From an optimization exercise on the open Yosys and OpenROAD flow, aimed at small area and a short achievable clock period; shortcuts taken in it are not production practice.
Function was checked by simulation only, so behaviour that the tests miss may differ from the original.
The series may have gaps, and a smaller design here may also do less where the tests do not look.

### Cell density map, run 1

39 x 39 tiles, from dark blue (low) to red (high), 0 to 100% covered.
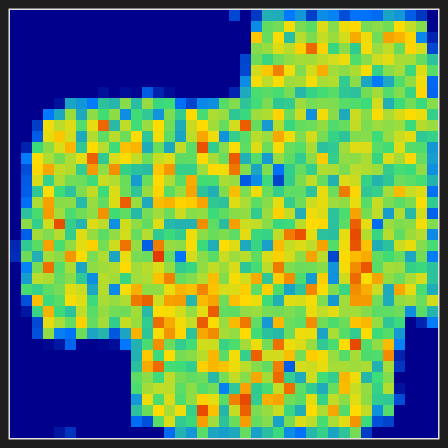
### Close-up of the layout, run 1

Scale bar: 5 microns. Region (185, 185) to (205, 205) microns. Cells in gray, sequential cells in the stronger gray; small squares are vias.
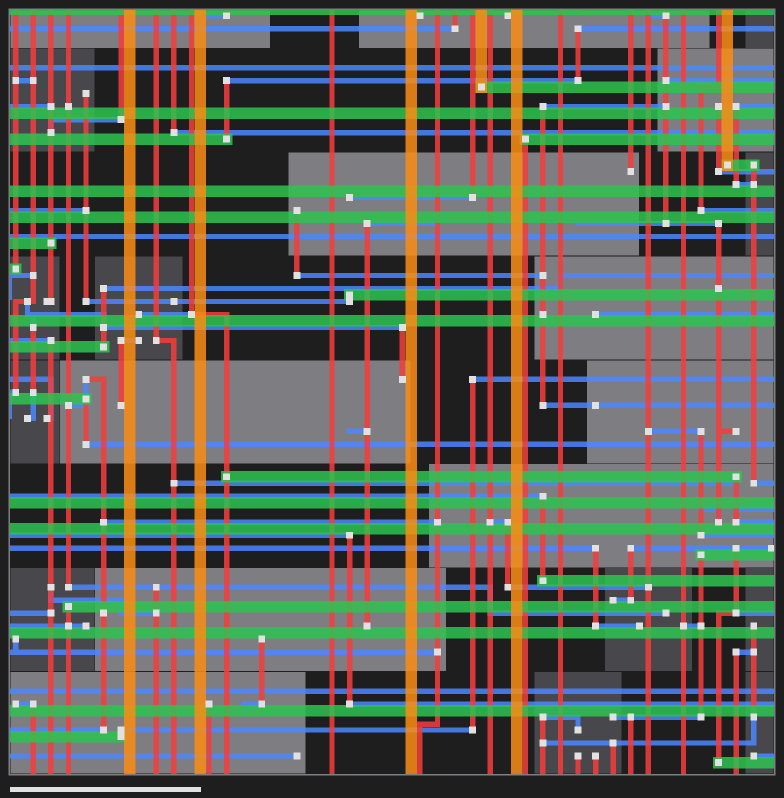
### I/O pins on the die edge, run 1

Scale bar: 100 microns. Pins as bars across the die edge, other pins in gray.
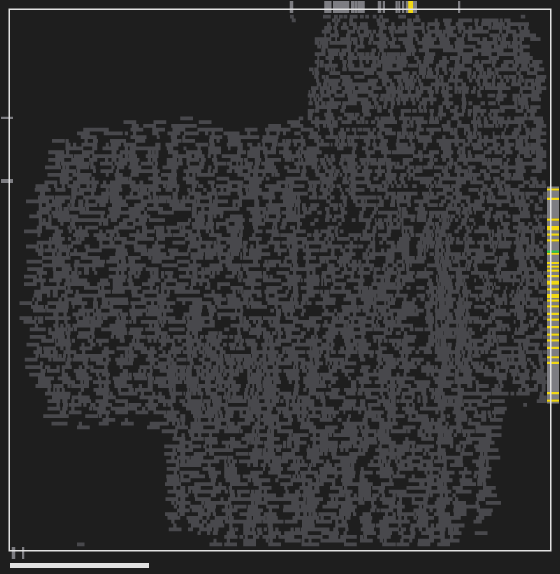
### The clock tree on the layout, run 1

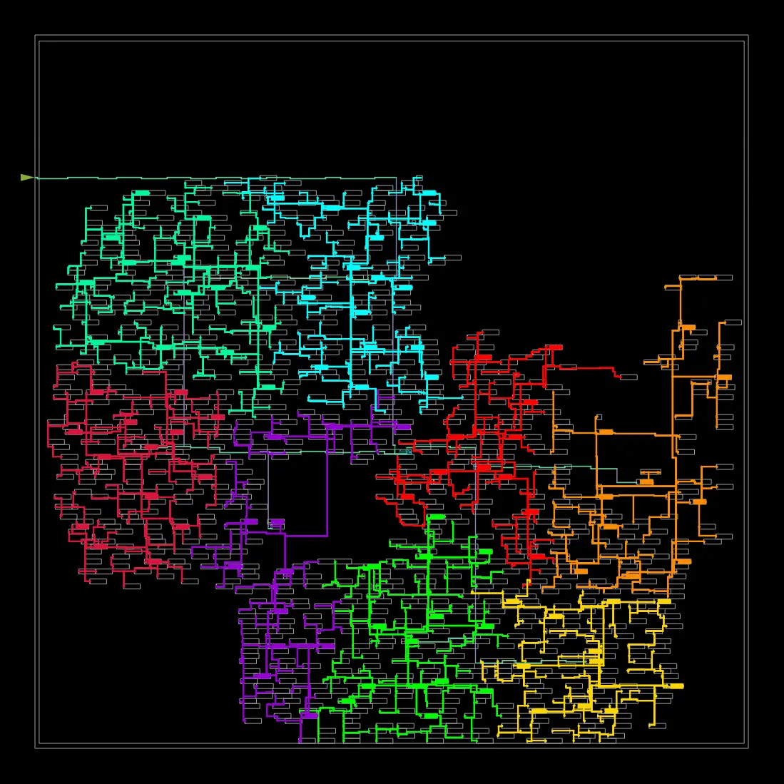
--- flow/design.v: outline only ---
// module CHIP: 151 lines
// module srldec: 6 lines
// module wdec: 12 lines
// module rdec: 12 lines
// module rmux: 19 lines
// module c_nand4: 5 lines
// module c_nand3: 5 lines
// module c_nor3: 5 lines
// module aoi222: 5 lines
// module ao22: 5 lines
// module fa: 6 lines
// module mul32: 1427 lines
// module benc: 7 lines
// module o22ai: 5 lines
// module nor2: 5 lines
// module xor2: 5 lines
// module addx: 582 lines
// module c_inv: 5 lines
// module c_nand2: 5 lines
// module c_nor2: 5 lines
// module c_aoi21: 5 lines
// module c_oai21: 5 lines
// module c_mux2i: 5 lines
// module c_xor2: 5 lines
// module c_xnor2: 5 lines
module CHIP(clk,
            rst_n,
            mem_wen_D,
            mem_addr_D,
            mem_wdata_D,
            mem_rdata_D,
            mem_addr_I,
            mem_rdata_I);
  // ...
==> flow/flow/run.sh <==
#!/bin/bash
# Standard layout (standard.sh), with timing repair aimed at a larger
# setup slack margin, free gate sizing, and buf_4 port buffers.  The clock
# period and constraints are unchanged.
set -euo pipefail
bash standard.sh SETUP_SLACK_MARGIN=44.2 MATCH_CELL_FOOTPRINT=0 \
    "BUFFER_PORTS_ARGS=-buffer_cell sky130_fd_sc_hd__buf_4" finish > standard.log 2>&1
==> flow/standard.sh <==
#!/bin/bash
# synth_recipe.tcl (not shown) runs the flow's synth.tcl, then flattens the netlist and writes it again
# the make line also repeats each setting of config.mk as NAME=value (left out here)
make -C /OpenROAD-flow-scripts/flow DESIGN_CONFIG=/design/flow/config.mk WORK_HOME=/design/flow/orfs CLKGATE_MAP_FILE= SYNTH_SCRIPT=/design/flow/synth_recipe.tcl "${@:-finish}"
==> flow/config.mk <==
export PLATFORM = sky130hd
export DESIGN_NAME = CHIP
export DESIGN_NICKNAME = CHIP
export VERILOG_FILES = /design/flow/design.v
export SDC_FILE = /design/flow/constraint.sdc
export NUM_CORES = 4
export LEC_CHECK = 0
export CAP_MARGIN = 20
export CORE_MARGIN = 2
export CORE_UTILIZATION = 40
export SLEW_MARGIN = 20
export SYNTH_HIERARCHICAL = 1
==> flow/constraint.sdc <==
create_clock -name core_clock -period 80.0 [get_ports {clk}]
set_input_delay 16.0000 -clock core_clock [delete_from_list [all_inputs] [get_ports {clk}]]
set_output_delay 16.0000 -clock core_clock [all_outputs]
set_load 0.01 [all_outputs]
==> qor.yml, run 1 <==
timing:
  relSlewSlack_pct: 4.604
  max_freq_ghz: 0.02785
  skew_ps: 40.32
  drv_slew: 0
  tns_ps: 0
  hold_violations: 0
  worst_pin_slew_ps: 1429
  finalCritPeriodShare_pct: 44.89
  rsz0062_at_grt: "yes"
  finalWorstPathRequiredPeriod_ps: 35910
  setup_viol: 0
clock_network:
  cts_buffers: 104
  cts_tree: "done"
  worstSkewPairLatency_ps: 760
  cts_buffer_depth: 3
  clk_pin_slew_ps: 60
critical_path:
  ff2ff_setup_slack_ps: 61320
  cp-start-kind: "input port"
  crit_type: "input port to output pin"
  path_common_cell: "buf_4"
  cpPeakStageDelay_ps: 770
  end_kind: "output pin"
  path_cells: "buf_4, nand2b_2, nor2_4, buf_4, a222oi_1, nand4_1, nor3_2, xor2_1, buf_4"
  r2r_cells: 50
  crit_arrival_ps: 19910
  crit_fanout: 32
  cpMaxStageDelayCell: "xor2_1"
  crit_required_ps: 64000
place:
  hpwl_microns: 170400
  dp.cells: 7381
  routabilityCongestion: 0.9848
global_route:
  antenna_found_initial: 9
  grt-ovfl-total: 0
  grt_pass1_vias: 57130
  grt_start_max_net_pins: 191
  grt.total_usage_pct: 36.03
  grt_pass1_wl_microns: 402800
hold_path:
  hold_depth: 1
  hold_class: "flip-flop to flip-flop"
synthesis:
  synthFlopType: "dfrtp_1"
  yosys.area.top_type_share_pct: 41.87
  synthCells: 5184
  ys_ff_latch: 1025
  synth_warnings: 7
  async_reset_ff_share_pct: 100.0
  synth_edf_count: 0
  synth_seq_area_share_pct: 43.19
  synthDistinctLibCells: 63
  syn_area_sq_um: 59470
  synthTopCellsByArea: "dfrtp_1 (42%), o22ai_1 (13%), a222oi_1 (12%)"
  yosysTopAreaCell: "dfrtp_1"
  avgSynthCellArea_sq_um: 11.47
route:
  route.detailed.drc: 0
  dr.first_iter.drc_count: 12130
  ant_nets: 0
  via_per_inst: 7.633
  drt_first_pass_iters: 14
  post_drt_wl_per_cell_microns: 37.17
  vias: 58720
  drt-total-wl_microns: 286000
layout:
  largest_reg_flops: 992
  layout-drive-gt1-share_pct: 18.60
  final_common_cell: "o22ai_1"
  syn_to_final_growth_pct: 19.06
  layout.nets: 6062
  finalNonFillerCells: 7693
  layout_common_cells: "o22ai_1 (1,271), dfrtp_1 (995), a222oi_1 (704)"
die:
  rows: 141
  die_area_sq_um: 151800
  ios: 163
run:
  drv_cap: 0
status:
  status: "no timing/DRC/antenna violations"
Notes on 'Cell density map' above:
fullest tile: 94%
tiles over 75% full: 11%
emptiest ninth of the die: top left
nearly empty tiles: 22%
mean over tiles: 45%
initial core utilization: 40.28%
core area: 147,700 sq um

Notes on 'Close-up of the layout' above:
| layer | color |
|---|---|
| met1 | blue |
| met3 | green |
| met2 | red |
| met4 | orange |
sequential cells in the window: 7
cells with their middle in the window: 12
most frequent: dfrtp_1 (7), o22ai_1 (5)

Notes on 'I/O pins on the die edge' above:
| port | color | pins | direction | edge |
|---|---|---|---|---|
| mem_wen_D | green | 1 | output | right |
| mem_rdata_D | yellow | 32 | input | 29 right, 3 top |
Die H: 389.6 microns
port bufs: 160
Die X: 389.6 microns

Notes on 'The clock tree on the layout' above:
Root Buffer: clkbuf_16
H-tree Lvls: 3
Clock Sinks: 1,025
FF+latch count: 1,025

run 1: metal layers:
metal / GRT usage (%) / routed length (microns)
met3: 16.39 / 47940
met5: 0.06380 / 226
met2: 49.60 / 115600
met1: 45.68 / 100800
met4: 22.60 / 21480
run 1: stage by stage:
stage	hold WS, ps	util, %	area, sq um	setup WS [ps]
floorplan	459.1	-	59560	44300
global placement	472.0	44.12	65150	42470
detailed placement	478.8	44.16	65210	42460
CTS	489.9	47.22	69730	44200
global route	500.1	47.95	70800	44140
finish	488.2	47.95	70810	44090
run 1: what timing repair did:
action / 4_1_cts / 5_1_grt
setup buffers: 59 / 44
resized for setup: 101 / 75
hold buffers: 0 / 0
pin swaps: 45 / 62
gates cloned: 3 / 8
setup endpoints to repair: 36 / 25
run 1: Yosys cell counts (all sizes together) (3+ instances only):
master,n
nand4,145
and3,14
dfrtp,995
o22ai,1283
and2,5
a21o,12
o21ai,48
xnor2,189
xor2,397
and4b,3
a32o,4
inv,37
a222oi,704
or4,3
nor4,10
a21oi,86
nand4bb,4
nand2,243
nor2,188
clkbuf,38
nand3,82
and4bb,4
nor3,72
fa,286
nand2b,35
nand3b,6
mux2,5
o221a,25
or3b,6
nand4b,6
buf,102
a221oi,3
a22o,17
nor2b,15
mux2i,12
or3,4
or2,4
and3b,16
dfstp,30
ha,33
run 1: critical path: cells and delay by family:
family / cells / cell delay [ps]
AOI/OAI and AO/OA: 1 / 500
xor gates and xnor gates: 1 / 770
buffers and inverters: 3 / 890
and+or+nand+nor: 4 / 1700
run 1: layout make-up:
class	count	area [sq um]
Fill cell	13320	76850
Multi-Input combinational cell	3986	34360
Sequential cell	1025	25690
Timing Repair Buffer	523	4712
Clock buffer	155	3075
Tap cell	1930	2415
Clock inverter	32	401.6
Inverter	37	147.6
Antenna cell	5	12.51
run 1: logic make-up (layout without fill, tap and decap cells):
family	count (synthesis)	after routing	synth area share (%)
flops	1025	1025	43.19
simple gates	871	872	7.883
buf+inv	177	747	1.734
compound gates	2188	2188	27.94
other cells	1	8	0.006305
fa+ha+maj	319	319	10.32
mux	17	17	0.2966
xor+xnor	586	587	8.630
## Run 2: what changed since run 1
--- a/flow/config.mk
+++ b/flow/config.mk
@@ -8,5 +8,7 @@
 export CAP_MARGIN = 20
 export CORE_MARGIN = 2
 export CORE_UTILIZATION = 40
+export CTS_CLUSTER_DIAMETER = 80
+export CTS_CLUSTER_SIZE = 18
 export SLEW_MARGIN = 20
 export SYNTH_HIERARCHICAL = 1
### The clock tree on the layout, run 2

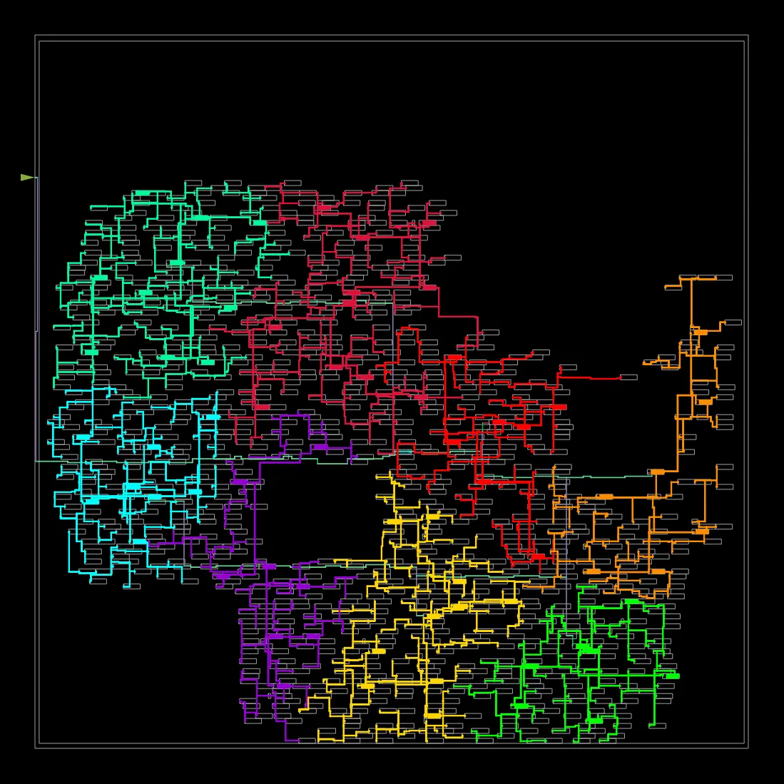
CTS Buf Count: 69

### Close-up of the layout, run 2

Scale bar: 5 microns. Region (185, 185) to (205, 205) microns. Cells in gray, sequential cells in the stronger gray; small squares are vias.
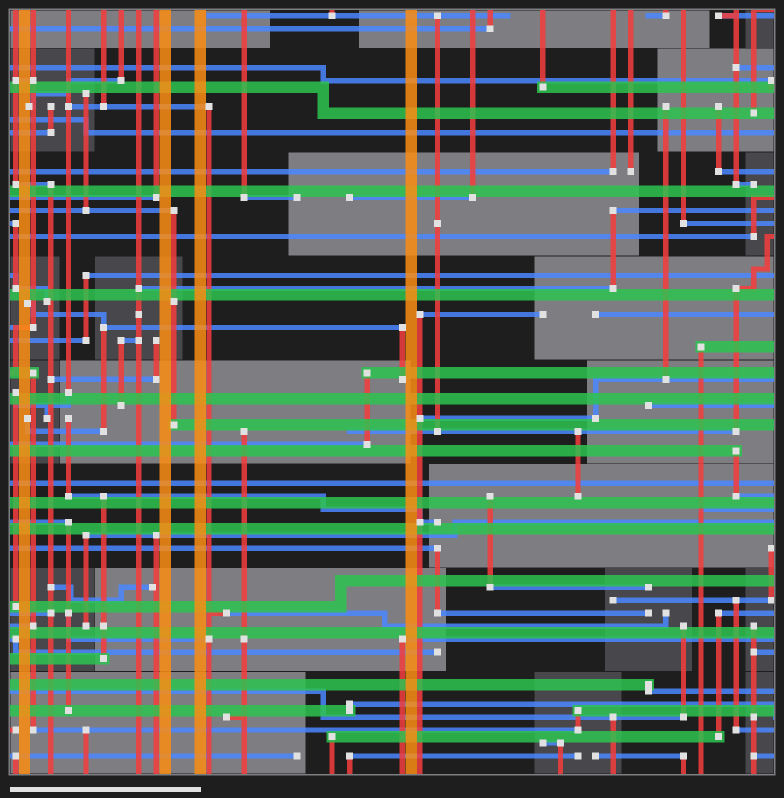
| layer | color |
|---|---|
| met4 | orange |
| met2 | red |
| met3 | green |
| met1 | blue |
sequential cells in the window: 7
most frequent: dfrtp_1 (7), o22ai_1 (5)
cells with their middle in the window: 12

### Cell density map, run 2

39 x 39 tiles, from dark blue (low) to red (high), 0 to 100% covered.
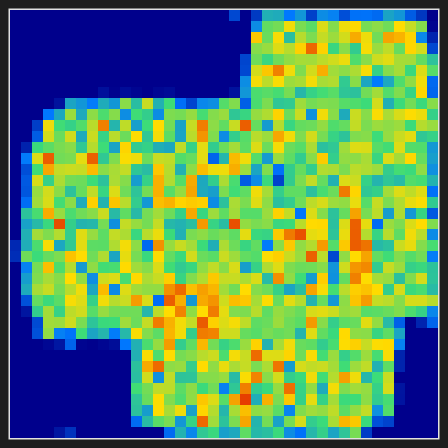
nearly empty tiles: 22%
fullest tile: 93%
emptiest ninth of the die: top left
mean over tiles: 44%
tiles over 75% full: 9.2%
final core utilization: 47.00%

### I/O pins on the die edge, run 2

Scale bar: 100 microns. Pins as bars across the die edge, other pins in gray.
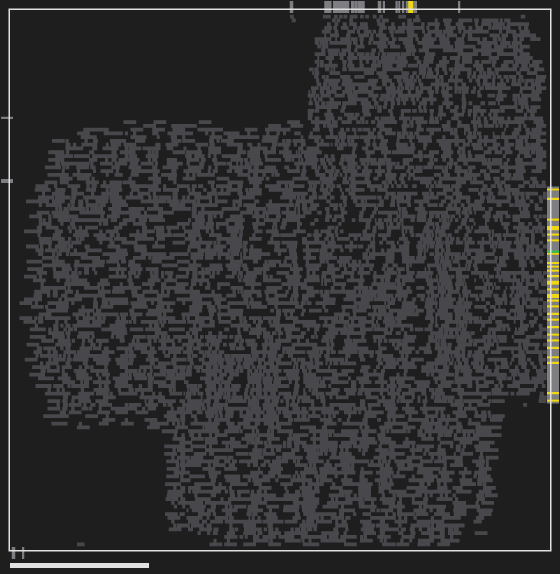
| port | color | pins | direction | edge |
|---|---|---|---|---|
| mem_wen_D | green | 1 | output | right |
| mem_rdata_D | yellow | 32 | input | 29 right, 3 top |
all pins by edge: 115 right, 42 top, 3 left, 3 bottom

==> qor.yml, run 2 <==
route:
  dr.first_iter.drc_count: 12000  # -1.1%
  drt-total-wl_microns: 283900  # -0.72%
  ant_nets: 0  # unchanged
  vias: 58270  # -0.77%
  route.detailed.drc: 0  # unchanged
  drt_first_pass_iters: 12  # -2
  post_drt_wl_per_cell_microns: 37.32  # +0.40%
  via_per_inst: 7.660  # +0.35%
die:
  die_w_microns: 389.6  # unchanged
  die_area_sq_um: 151800  # unchanged
  initial_utilization_pct: 40.28  # unchanged
  rows: 141  # unchanged
  ios: 163  # unchanged
  core-area_sq_um: 147700  # unchanged
  die_h_microns: 389.6  # unchanged
global_route:
  antenna_found_initial: 7  # -2
  grt_pass1_vias: 56700  # -0.75%
  grt_start_max_net_pins: 191  # unchanged
  grt_pass1_wl_microns: 401800  # -0.26%
  grt-ovfl-total: 0  # unchanged
  grt.total_usage_pct: 35.99  # -0.038 points
synthesis:
  synthDistinctLibCells: 63  # unchanged
  synthCells: 5184  # unchanged
  synthFlopType: "dfrtp_1"
  ys_ff_latch: 1025  # unchanged
  synthTopCellsByCount: "o22ai_1 (1,283), dfrtp_1 (995), a222oi_1 (704)"
  yosysTopAreaCell: "dfrtp_1"
  synth.most_common_cell: "o22ai_1"
  synthTopCellsByArea: "dfrtp_1 (42%), o22ai_1 (13%), a222oi_1 (12%)"
  synth_fa_ha_area_share_pct: 10.32  # unchanged
  synth_warnings: 7  # unchanged
  yosys.area_share.xor_xnor_pct: 8.630  # unchanged
  synth-compound-area-share_pct: 27.94  # unchanged
  syn_area_sq_um: 59470  # unchanged
  avgSynthCellArea_sq_um: 11.47  # unchanged
  synth_top_family_by_area: "compound AO/OA/AOI/OAI gates"
  yosys.area.top_type_share_pct: 41.87  # unchanged
  async_reset_ff_share_pct: 100.0  # unchanged
  synth_edf_count: 0  # unchanged
  synth_seq_area_share_pct: 43.19  # unchanged
  synthSimpleGateAreaFrac_pct: 7.883  # unchanged
  muxShareOfSynthArea_pct: 0.2966  # unchanged
critical_path:
  r2r_cells: 50  # unchanged
  crit_arrival_ps: 19970  # +60 ps
  cp-start-kind: "input port"
  crit_required_ps: 64000  # about the same
  ff2ff_setup_slack_ps: 61210  # -110 ps
  end_kind: "output pin"
  crit_fanout: 32  # unchanged
  crit_type: "input port to output pin"
timing:
  skew_ps: 32.85  # -7.475 ps
  max_freq_ghz: 0.02780  # -0.17%
  rsz0062_at_grt: "yes"
  hold_ws_ps: 490.1  # +1.939 ps
  finalWorstPathRequiredPeriod_ps: 35970  # +61.90 ps
  drv_slew: 0  # unchanged
  setup_viol: 0  # unchanged
  finalCritPeriodShare_pct: 44.97  # +0.077 points
  worst_pin_slew_ps: 1261  # -168.5 ps
  tns_ps: 0  # unchanged
  hold_violations: 0  # unchanged
  relSlewSlack_pct: 15.74  # +11 points
clock_network:
  cts_tree: "done"
  cts_hold_buf: 0  # unchanged
  cts-root-buf: "clkbuf_16"
  clk_pin_slew_ps: 80  # +20 ps
  cts_buffer_depth: 3  # unchanged
  clock-sinks: 1025  # unchanged
  htreeDepth: 3  # unchanged
  worstSkewPairLatency_ps: 730  # -30 ps
layout:
  largest_reg_flops: 992  # unchanged
  layout.nets: 6026  # -0.59%
  final_common_cell: "o22ai_1"
  layout_common_cells: "o22ai_1 (1,271), dfrtp_1 (995), a222oi_1 (704)"
  syn_to_final_growth_pct: 16.70
  layout-drive-gt1-share_pct: 17.54  # -1.1 points
  finalNonFillerCells: 7607  # -1.1%
place:
  port_buffers: 160  # unchanged
  hpwl_microns: 170400  # unchanged
  dp.cells: 7381  # unchanged
  routabilityCongestion: 0.9848  # unchanged
hold_path:
  hold_class: "flip-flop to flip-flop"
  hold_depth: 1  # unchanged
run:
  drv_cap: 0  # unchanged
status:
  status: "no timing/DRC/antenna violations"
-- run 2: layout make-up --
type,instances,area [sq um]
antenna,4,10.01
tap,1930,2415
clock inverter,13,211.5
multi-input combinational,3985,34350
sequential,1025,25690
clock buffer,90,1868
fill,13430,78260
inverter,37,147.6
timing repair buffer,523,4716
-- run 2: cells by family after synthesis --
| kind of cell | count (synthesis) |
|---|---|
| muxes | 17 |
| and+or+nand+nor | 871 |
| adders and majority gates | 319 |
| xor gates and xnor gates | 586 |
| DFF | 1025 |
| AOI/OAI and AO/OA | 2188 |
| buffers and inverters | 177 |
| other | 1 |
-- run 2: metal layers --
layer | up-vias | wire length, microns | share of wire [%] | GRT usage (%)
met5 | - | 370 | 0.13 | 0.9250
met4 | 18 | 21650 | 7.6 | 21.81
met3 | 1123 | 46110 | 16 | 15.81
met2 | 5217 | 114300 | 40 | 50.03
met1 | 29060 | 101500 | 36 | 45.81
li1 | 22840 | - | - | -
-- run 2: critical path, stage by stage --
cell      delay, ps
buf_4           220
nand2_1         670
nor2_4           60
buf_4           340
a222oi_1        470
nand4_1         500
nor3_2          550
xor2_1          860
buf_4           270
-- run 2: timing repair --
action,4_1_cts,5_1_grt
resized for setup,96,66
buffers inserted,56,46
setup endpoints to repair,36,25
gates cloned,2,6
pin swaps,44,51
-- run 2: through the flow --
| step | utilization [%] | cell area, sq um | worst slack [ps] |
|---|---|---|---|
| global placement | 44.12 | 65150 | 42470 |
| global route | 47.00 | 69400 | 44080 |
| floorplan | - | 59560 | 44300 |
| finish | 47.00 | 69400 | 44030 |
| CTS | 46.25 | 68290 | 44190 |
| detailed placement | 44.16 | 65210 | 42460 |
## Run 3: what changed since run 2
==> flow/flow/run.sh (replaced) <==
#!/bin/bash
# Standard layout (standard.sh), with timing repair aimed at a larger
# setup slack margin, free gate sizing, and buf_2 port buffers.  The clock
# period and constraints are unchanged.
set -euo pipefail
bash standard.sh SETUP_SLACK_MARGIN=44.2 MATCH_CELL_FOOTPRINT=0 \
    "BUFFER_PORTS_ARGS=-buffer_cell sky130_fd_sc_hd__buf_2" finish > standard.log 2>&1
--- a/flow/config.mk
+++ b/flow/config.mk
@@ -7,7 +7,7 @@
 export LEC_CHECK = 0
 export CAP_MARGIN = 20
 export CORE_MARGIN = 2
-export CORE_UTILIZATION = 40
+export CORE_UTILIZATION = 50
 export CTS_CLUSTER_DIAMETER = 80
 export CTS_CLUSTER_SIZE = 18
 export SLEW_MARGIN = 20
### The clock tree on the layout, run 3

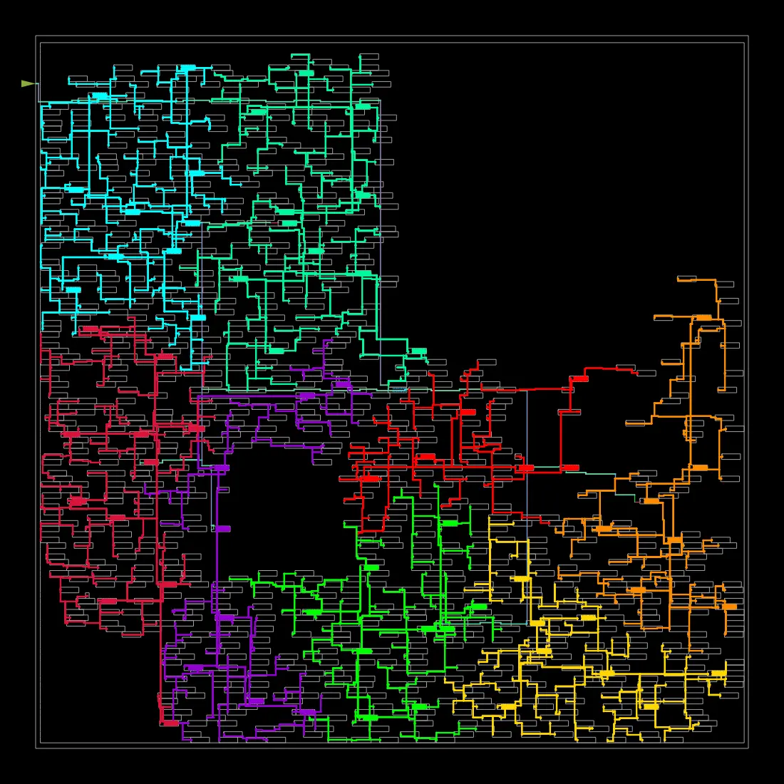
CTS Buf Count: 71

### Close-up of the layout, run 3

Scale bar: 5 microns. Region (164, 164) to (184, 184) microns. Cells in gray, sequential cells in the stronger gray; small squares are vias.
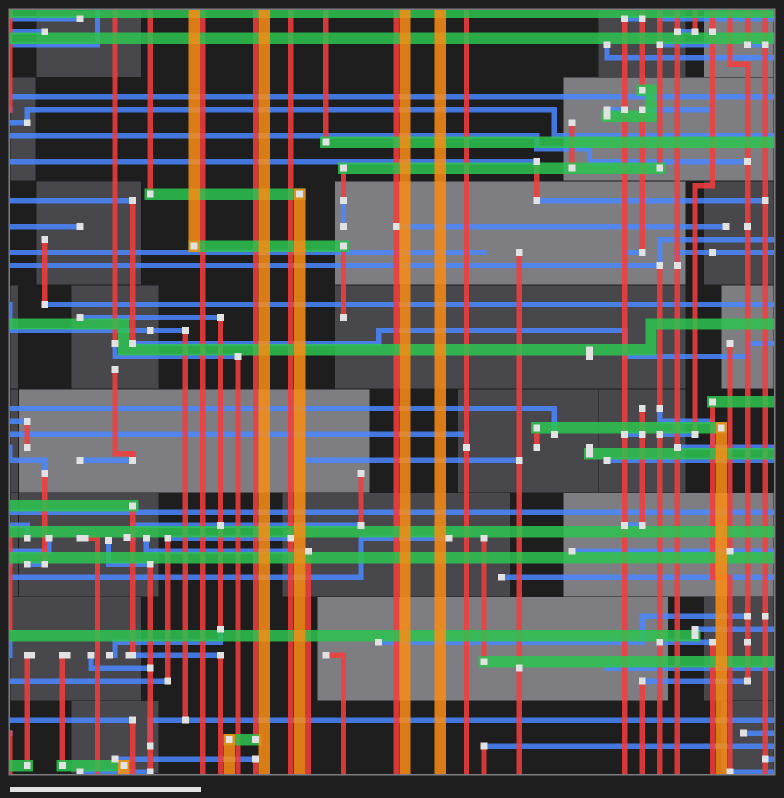
| layer | color |
|---|---|
| met3 | green |
| met1 | blue |
| met4 | orange |
| met2 | red |
most frequent: o22ai_1 (7), dfrtp_1 (5)
sequential cells in the window: 5
cells with their middle in the window: 19

### I/O pins on the die edge, run 3

Scale bar: 100 microns. Pins as bars across the die edge, other pins in gray.
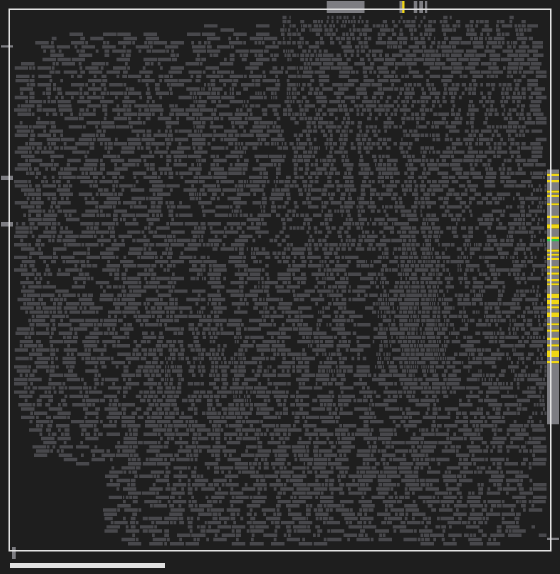
| port | color | pins | direction | edge |
|---|---|---|---|---|
| mem_wen_D | green | 1 | output | right |
| mem_rdata_D | yellow | 32 | input | 31 right, 1 top |
Die H: 348.9 microns
Die X: 348.9 microns

### Cell density map, run 3

35 x 35 tiles, from dark blue (low) to red (high), 0 to 100% covered.
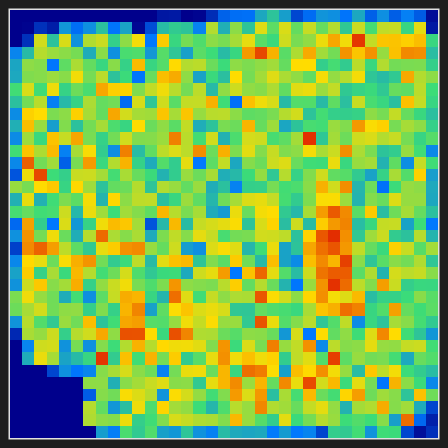
tiles over 75% full: 15%
fullest tile: 95%
emptiest ninth of the die: bottom left
core area: 118,100 sq um
final core utilization: 58.79%
initial core utilization: 50.37%

==> qor.yml, run 3 <==
status:
  status: "no timing/DRC/antenna violations"
synthesis:
  synth_warnings: 7  # unchanged
  synthFlopType: "dfrtp_1"
  ys_ff_latch: 1025  # unchanged
  synth_edf_count: 0  # unchanged
  synthDistinctLibCells: 63  # unchanged
  synth_seq_area_share_pct: 43.19  # unchanged
  avgSynthCellArea_sq_um: 11.47  # unchanged
  synthCells: 5184  # unchanged
  synthTopCellsByCount: "o22ai_1 (1,283), dfrtp_1 (995), a222oi_1 (704)"
timing:
  relSlewSlack_pct: 20.38  # +4.6 points
  finalCritPeriodShare_pct: 45.09  # +0.12 points
  drv_slew: 0  # unchanged
  rsz0062_at_grt: "yes"
  max_freq_ghz: 0.02772  # -0.27%
  tns_ps: 0  # unchanged
  worst_pin_slew_ps: 1191  # -69.43 ps
  hold_violations: 0  # unchanged
  finalWorstPathRequiredPeriod_ps: 36070  # +96.10 ps
clock_network:
  cts_buffer_depth: 3  # unchanged
  cts_tree: "done"
  worstSkewPairLatency_ps: 710  # -20 ps
  cts-root-buf: "clkbuf_16"
  clock-sinks: 1025  # unchanged
  htreeDepth: 3  # unchanged
  clk_pin_slew_ps: 80  # about the same
critical_path:
  end_kind: "output pin"
  path_buf_inv: 6  # +3
  path_cells: "buf_12, or3b_4, nor2_4, clkbuf_16, a222oi_1, nand4_1, nor3_4, buf_12, nand2_4, a21oi_4, o21ai_4, a21oi_4, o21ai_4, buf_4, buf_12, a21oi_4, xnor2_4, buf_2"
  crit_type: "input port to output pin"
  cpPeakStageDelay_ps: 620  # -240 ps
  ff2ff_setup_slack_ps: 60750  # -460 ps
  crit_family: "simple AND/OR/NAND/NOR gates"
  cp-start-kind: "input port"
  crit_required_ps: 64000  # about the same
  crit_fanout: 10  # -69%
  path_depth: 18  # +9
route:
  ant_nets: 0  # unchanged
  route.detailed.drc: 0  # unchanged
  dr.first_iter.drc_count: 12210  # +1.7%
  drt_first_pass_iters: 13  # +1
  drt-total-wl_microns: 286300  # +0.83%
  vias: 58590  # +0.55%
  post_drt_wl_per_cell_microns: 39.41  # +5.6%
  via_per_inst: 8.066  # +5.3%
layout:
  layout.nets: 6081  # +0.91%
  syn_to_final_growth_pct: 16.73  # about the same
  layout_common_cells: "o22ai_1 (1,271), dfrtp_1 (995), a222oi_1 (704)"
  fillers: 9903  # -26%
  largest_reg_flops: 992  # unchanged
  seqCellArea_sq_um: 25690  # unchanged
  multiInputGateArea_sq_um: 34660  # +0.90%
  final_common_cell: "o22ai_1"
  layout-drive-gt1-share_pct: 18.76  # +1.2 points
place:
  port_buffers: 160  # unchanged
  hpwl_microns: 173500  # +1.8%
global_route:
  grt.total_usage_pct: 45.63  # +9.6 points
  grt_pass1_vias: 56470  # -0.41%
  antenna_found_initial: 5  # -2
  grt_start_max_net_pins: 164  # -14%
  grt_pass1_wl_microns: 404100  # +0.58%
  grt-ovfl-total: 0  # unchanged
hold_path:
  hold_depth: 1  # unchanged
  hold_class: "flip-flop to flip-flop"
run:
  drv_cap: 0  # unchanged
die:
  ios: 163  # unchanged
==> run 3: through the flow <==
stage	hold slack, ps	setup slack [ps]	instances	instance area (sq um)
final	487.6	43930	7264	69420
after global routing	500.0	43970	7261	69420
after CTS	491.1	44140	7172	67930
after detailed placement	478.8	42170	7006	64500
after global placement	472.0	42040	7003	64420
after floorplan	459.1	44300	5186	59560
==> run 3: final cells by class <==
type                    instances  share of cell area [%]
diodes                          4                 0.01442
clock buffers                  85                   2.666
clock inverters                16                  0.2956
inverters                      37                  0.2181
multi-input cells            3985                   49.92
flip-flops and latches       1025                   37.00
well taps                    1536                   2.768
repair buffers                576                   7.115
==> run 3: layer usage <==
metal / vias to the layer above / share of wire (%) / global-route usage [%]
met2: 5349 / 41 / 62.99
met4: 4 / 7.9 / 29.86
met5: - / 0.0094 / 0.3201
li1: 22980 / - / -
met1: 29070 / 35 / 59.19
met3: 1186 / 16 / 18.05
==> run 3: timing repair <==
item	4_1_cts	5_1_grt
cloned	7	5
hold buffers	0	0
buffers inserted	58	71
hold endpoints to repair	0	0
pin swaps	53	85
setup endpoints to repair	51	97
gates resized for setup	144	96
==> run 3: cell families (layout without fill, tap and decap cells) <==
family	count (synthesis)	in the layout	share of synthesized area, %
compound gates	2188	2188	27.94
flops	1025	1025	43.19
simple gates	871	871	7.883
xor+xnor	586	587	8.630
fa+ha+maj	319	319	10.32
buf+inv	177	714	1.734
mux	17	17	0.2966
other cells	1	7	0.006305
## Run 4: what changed since run 3
--- a/flow/config.mk
+++ b/flow/config.mk
@@ -7,8 +7,8 @@
 export LEC_CHECK = 0
 export CAP_MARGIN = 20
 export CORE_MARGIN = 2
-export CORE_UTILIZATION = 50
-export CTS_CLUSTER_DIAMETER = 80
-export CTS_CLUSTER_SIZE = 18
+export CORE_UTILIZATION = 40
+export CTS_CLUSTER_DIAMETER = 100
+export CTS_CLUSTER_SIZE = 25
 export SLEW_MARGIN = 20
 export SYNTH_HIERARCHICAL = 1
### Close-up of the layout, run 4

Scale bar: 5 microns. Region (185, 185) to (205, 205) microns. Cells in gray, sequential cells in the stronger gray; small squares are vias.
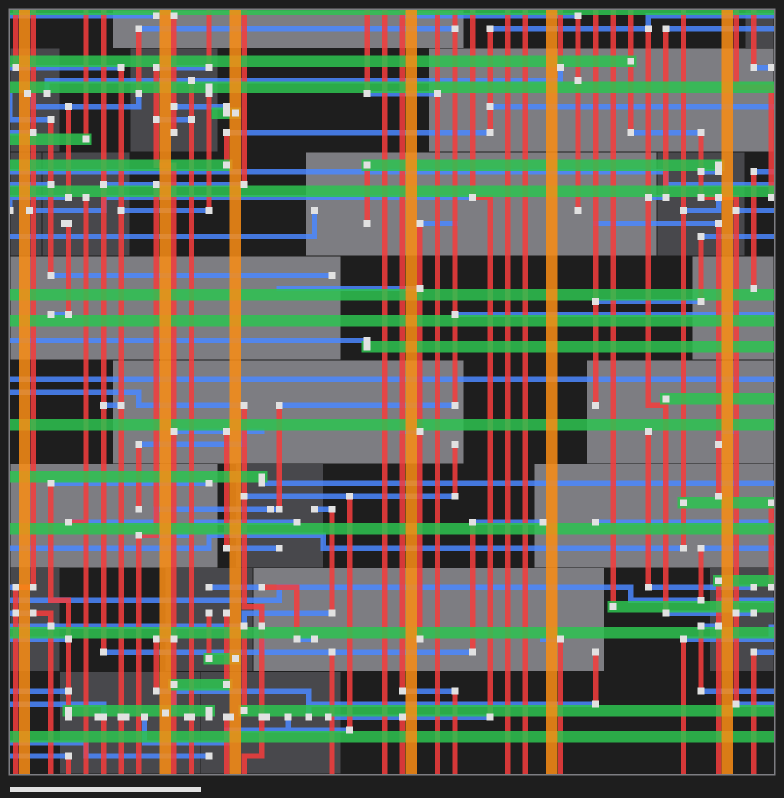
| layer | color |
|---|---|
| met2 | red |
| met4 | orange |
| met3 | green |
| met1 | blue |
cells with their middle in the window: 17
most frequent: dfrtp_1 (8), o22ai_1 (7), a222oi_1 (2)
sequential cells in the window: 8

### Cell density map, run 4

39 x 39 tiles, from dark blue (low) to red (high), 0 to 100% covered.
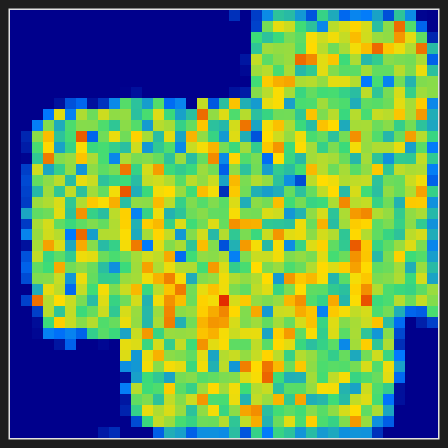
nearly empty tiles: 22%
mean over tiles: 44%
fullest tile: 95%
tiles over 75% full: 11%
emptiest ninth of the die: top left
initial core utilization: 40.28%
final core utilization: 46.68%
core area: 147,700 sq um

### I/O pins on the die edge, run 4

Scale bar: 100 microns. Pins as bars across the die edge, other pins in gray.
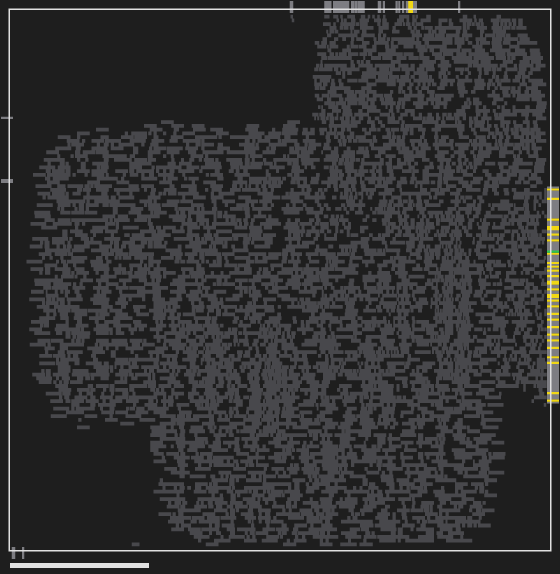
| port | color | pins | direction | edge |
|---|---|---|---|---|
| mem_rdata_D | yellow | 32 | input | 29 right, 3 top |
| mem_wen_D | green | 1 | output | right |
all pins by edge: 115 right, 42 top, 3 left, 3 bottom
Die H: 389.6 microns
Die X: 389.6 microns

### The clock tree on the layout, run 4

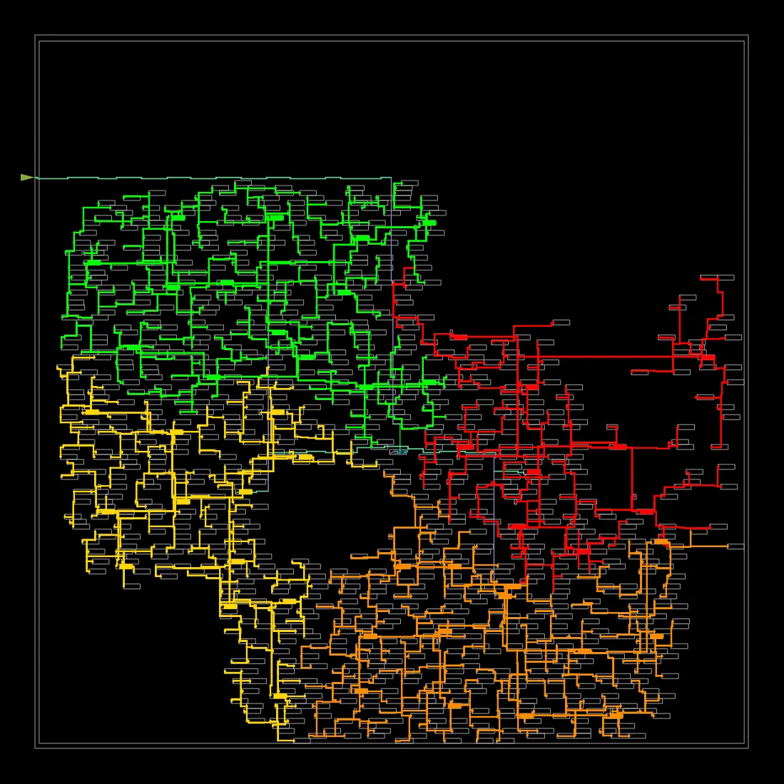
H-tree Lvls: 2
CTS Buf Count: 49

==> qor.yml, run 4 <==
critical_path:
  crit_fanout: 5  # -5
  crit_type: "input port to output pin"
  crit_required_ps: 64000  # about the same
  ff2ff_setup_slack_ps: 61350  # +600 ps
  end_kind: "output pin"
  cp-start-kind: "input port"
timing:
  skew_ps: 56.57
  relSlewSlack_pct: 19.28  # -1.1 points
  tns_ps: 0  # unchanged
  max_freq_ghz: 0.02784  # +0.41%
  hold_violations: 0  # unchanged
  rsz0062_at_grt: "yes"
  timing.final.ws_setup_ps: 44080  # +147.9 ps
  finalWorstPathRequiredPeriod_ps: 35920  # -147.9 ps
  drv_slew: 0  # unchanged
  worst_pin_slew_ps: 1208  # +16.51 ps
  finalCritPeriodShare_pct: 44.90  # -0.18 points
synthesis:
  synth_warnings: 7  # unchanged
  synthCells: 5184  # unchanged
  synthDistinctLibCells: 63  # unchanged
  synth_seq_area_share_pct: 43.19  # unchanged
  synthTopCellsByCount: "o22ai_1 (1,283), dfrtp_1 (995), a222oi_1 (704)"
  ys_ff_latch: 1025  # unchanged
  avgSynthCellArea_sq_um: 11.47  # unchanged
  synth_edf_count: 0  # unchanged
  synthFlopType: "dfrtp_1"
hold_path:
  hold_depth: 1  # unchanged
  hold_class: "flip-flop to flip-flop"
status:
  status: "no timing/DRC/antenna violations"
global_route:
  grt_pass1_vias: 56290  # -0.32%
  grt_start_max_net_pins: 197  # +20%
  grt-ovfl-total: 0  # unchanged
  grt_pass1_wl_microns: 397700  # -1.6%
  grt.total_usage_pct: 35.47  # -10 points
  antenna_found_initial: 6  # +1
layout:
  final_common_cell: "o22ai_1"
  layout_common_cells: "o22ai_1 (1,271), dfrtp_1 (995), a222oi_1 (704)"
  largest_reg_flops: 992  # unchanged
  layout.nets: 6033  # -0.79%
  syn_to_final_growth_pct: 15.91
  layout-drive-gt1-share_pct: 17.62  # -1.1 points
route:
  drt_first_pass_iters: 13  # unchanged
  post_drt_wl_per_cell_microns: 37.40  # -5.1%
  via_per_inst: 7.651  # -5.1%
  drt-total-wl_microns: 284500  # -0.60%
  ant_nets: 0  # unchanged
  dr.first_iter.drc_count: 12690  # +3.9%
  route.detailed.drc: 0  # unchanged
  vias: 58220  # -0.63%
place:
  hpwl_microns: 170800  # -1.6%
  preCtsSetupSlack_ps: 42350  # +183.4 ps
  port_buffers: 160  # unchanged
clock_network:
  cts_tree: "done"
  cts_buffer_depth: 3  # unchanged
  cts-root-buf: "clkbuf_16"
  worstSkewPairLatency_ps: 710  # about the same
  clk_pin_slew_ps: 80  # about the same
  cts_hold_buf: 0  # unchanged
  clock-sinks: 1025  # unchanged
die:
  rows: 141
  ios: 163  # unchanged
  die_area_sq_um: 151800
run:
  drv_cap: 0  # unchanged
-- run 4: cell counts after synthesis --
No cell type changed its count.
-- run 4: through the flow --
| stage | hold WS, ps | instance area [sq um] | cells |
|---|---|---|---|
| after floorplan | 459.1 | 59560 | 5186 |
| final | 492.4 | 68930 | 7609 |
| after CTS | 494.7 | 67480 | 7527 |
| after detailed placement | 479.2 | 64980 | 7391 |
| after global routing | 505.9 | 68930 | 7607 |
| after global placement | 471.7 | 64800 | 7383 |
-- run 4: cell type report --
class | count | area [sq um]
clock inverters | 11 | 160.2
repair buffers | 550 | 4866
clock buffers | 68 | 1319
well taps | 1930 | 2415
fillers | 13370 | 78730
flip-flops and latches | 1025 | 25690
inverters | 37 | 147.6
multi-input cells | 3985 | 34330
diodes | 3 | 7.507
-- run 4: logic make-up after synthesis --
| logic type | after synthesis | share of synthesized area, % |
|---|---|---|
| AND/OR/NAND/NOR | 871 | 7.883 |
| other | 1 | 0.006305 |
| multiplexers | 17 | 0.2966 |
| flip-flops | 1025 | 43.19 |
| AO/OA/AOI/OAI | 2188 | 27.94 |
| adder cells (fa/ha/maj) | 319 | 10.32 |
| buffers and inverters | 177 | 1.734 |
| XOR/XNOR | 586 | 8.630 |
-- run 4: worst max-delay path, cell delays in order --
cell and delay (ps):
buf_12 130, or3b_4 320, nor2_4 80, buf_12 140, clkbuf_16 150, a222oi_1 510
nand4_1 600, nor3_4 690, nand2_1 190, a21oi_2 200, inv_1 60, a21oi_2 110
o21ai_1 100, a21oi_2 170, o21ai_4 90, xor2_2 190, buf_6 160
-- run 4: timing repair --
item	4_1_cts	5_1_grt
gates cloned	2	14
setup buffers	55	53
pin swaps	45	59
setup endpoints to repair	39	34
resized for setup	121	74
-- run 4: routing by layer --
metal / wire length, microns / GRT usage (%)
met2: 115800 / 50.19
met4: 21500 / 21.32
met3: 47300 / 14.45
met1: 99520 / 45.24
met5: 386 / 0.1914

## what the ideal ports hide
Ports are ideal in the flow. The routed layouts listed here were re-timed in OpenROAD. Step 1 (the two cells are an assumption about what drives the block):
set clk [get_ports {clk}]
set_driving_cell -lib_cell sky130_fd_sc_hd__clkbuf_16 $clk
set_driving_cell -lib_cell sky130_fd_sc_hd__buf_2 [delete_from_list [all_inputs] $clk]
Step 2, shift: input delay + t, output delay - t, t = (earliest + latest rising clock arrival at the registers) / 2. This alone moves slack from input paths to output paths. Three values: no drivers, after step 1, after step 2; two values: the first two.
run | shift t [ns] | slack for setup (ns) | hold WS [ns] | worst register clock-pin slew, ns | pins driven straight from the clock port
run 1 | 0.819 | 44.088 / 43.904 / 43.904 | 0.488 / 0.488 / 0.488 | 0.07 / 0.07 | 1
run 2 | 0.788 | 44.026 / 43.826 / 43.826 | 0.490 / 0.490 / 0.490 | 0.09 / 0.09 | 1
run 3 | 0.767 | 43.930 / 43.738 / 43.738 | 0.488 / 0.488 / 0.488 | 0.09 / 0.09 | 1
run 4 | 0.752 | 44.078 / 43.896 / 43.896 | 0.492 / 0.492 / 0.492 | 0.12 / 0.12 | 1
After both steps every run listed still meets setup and hold. For run 2, which loses most, drivers alone change the setup slack by -0.200 ns; drivers and shift together by -0.200 ns.
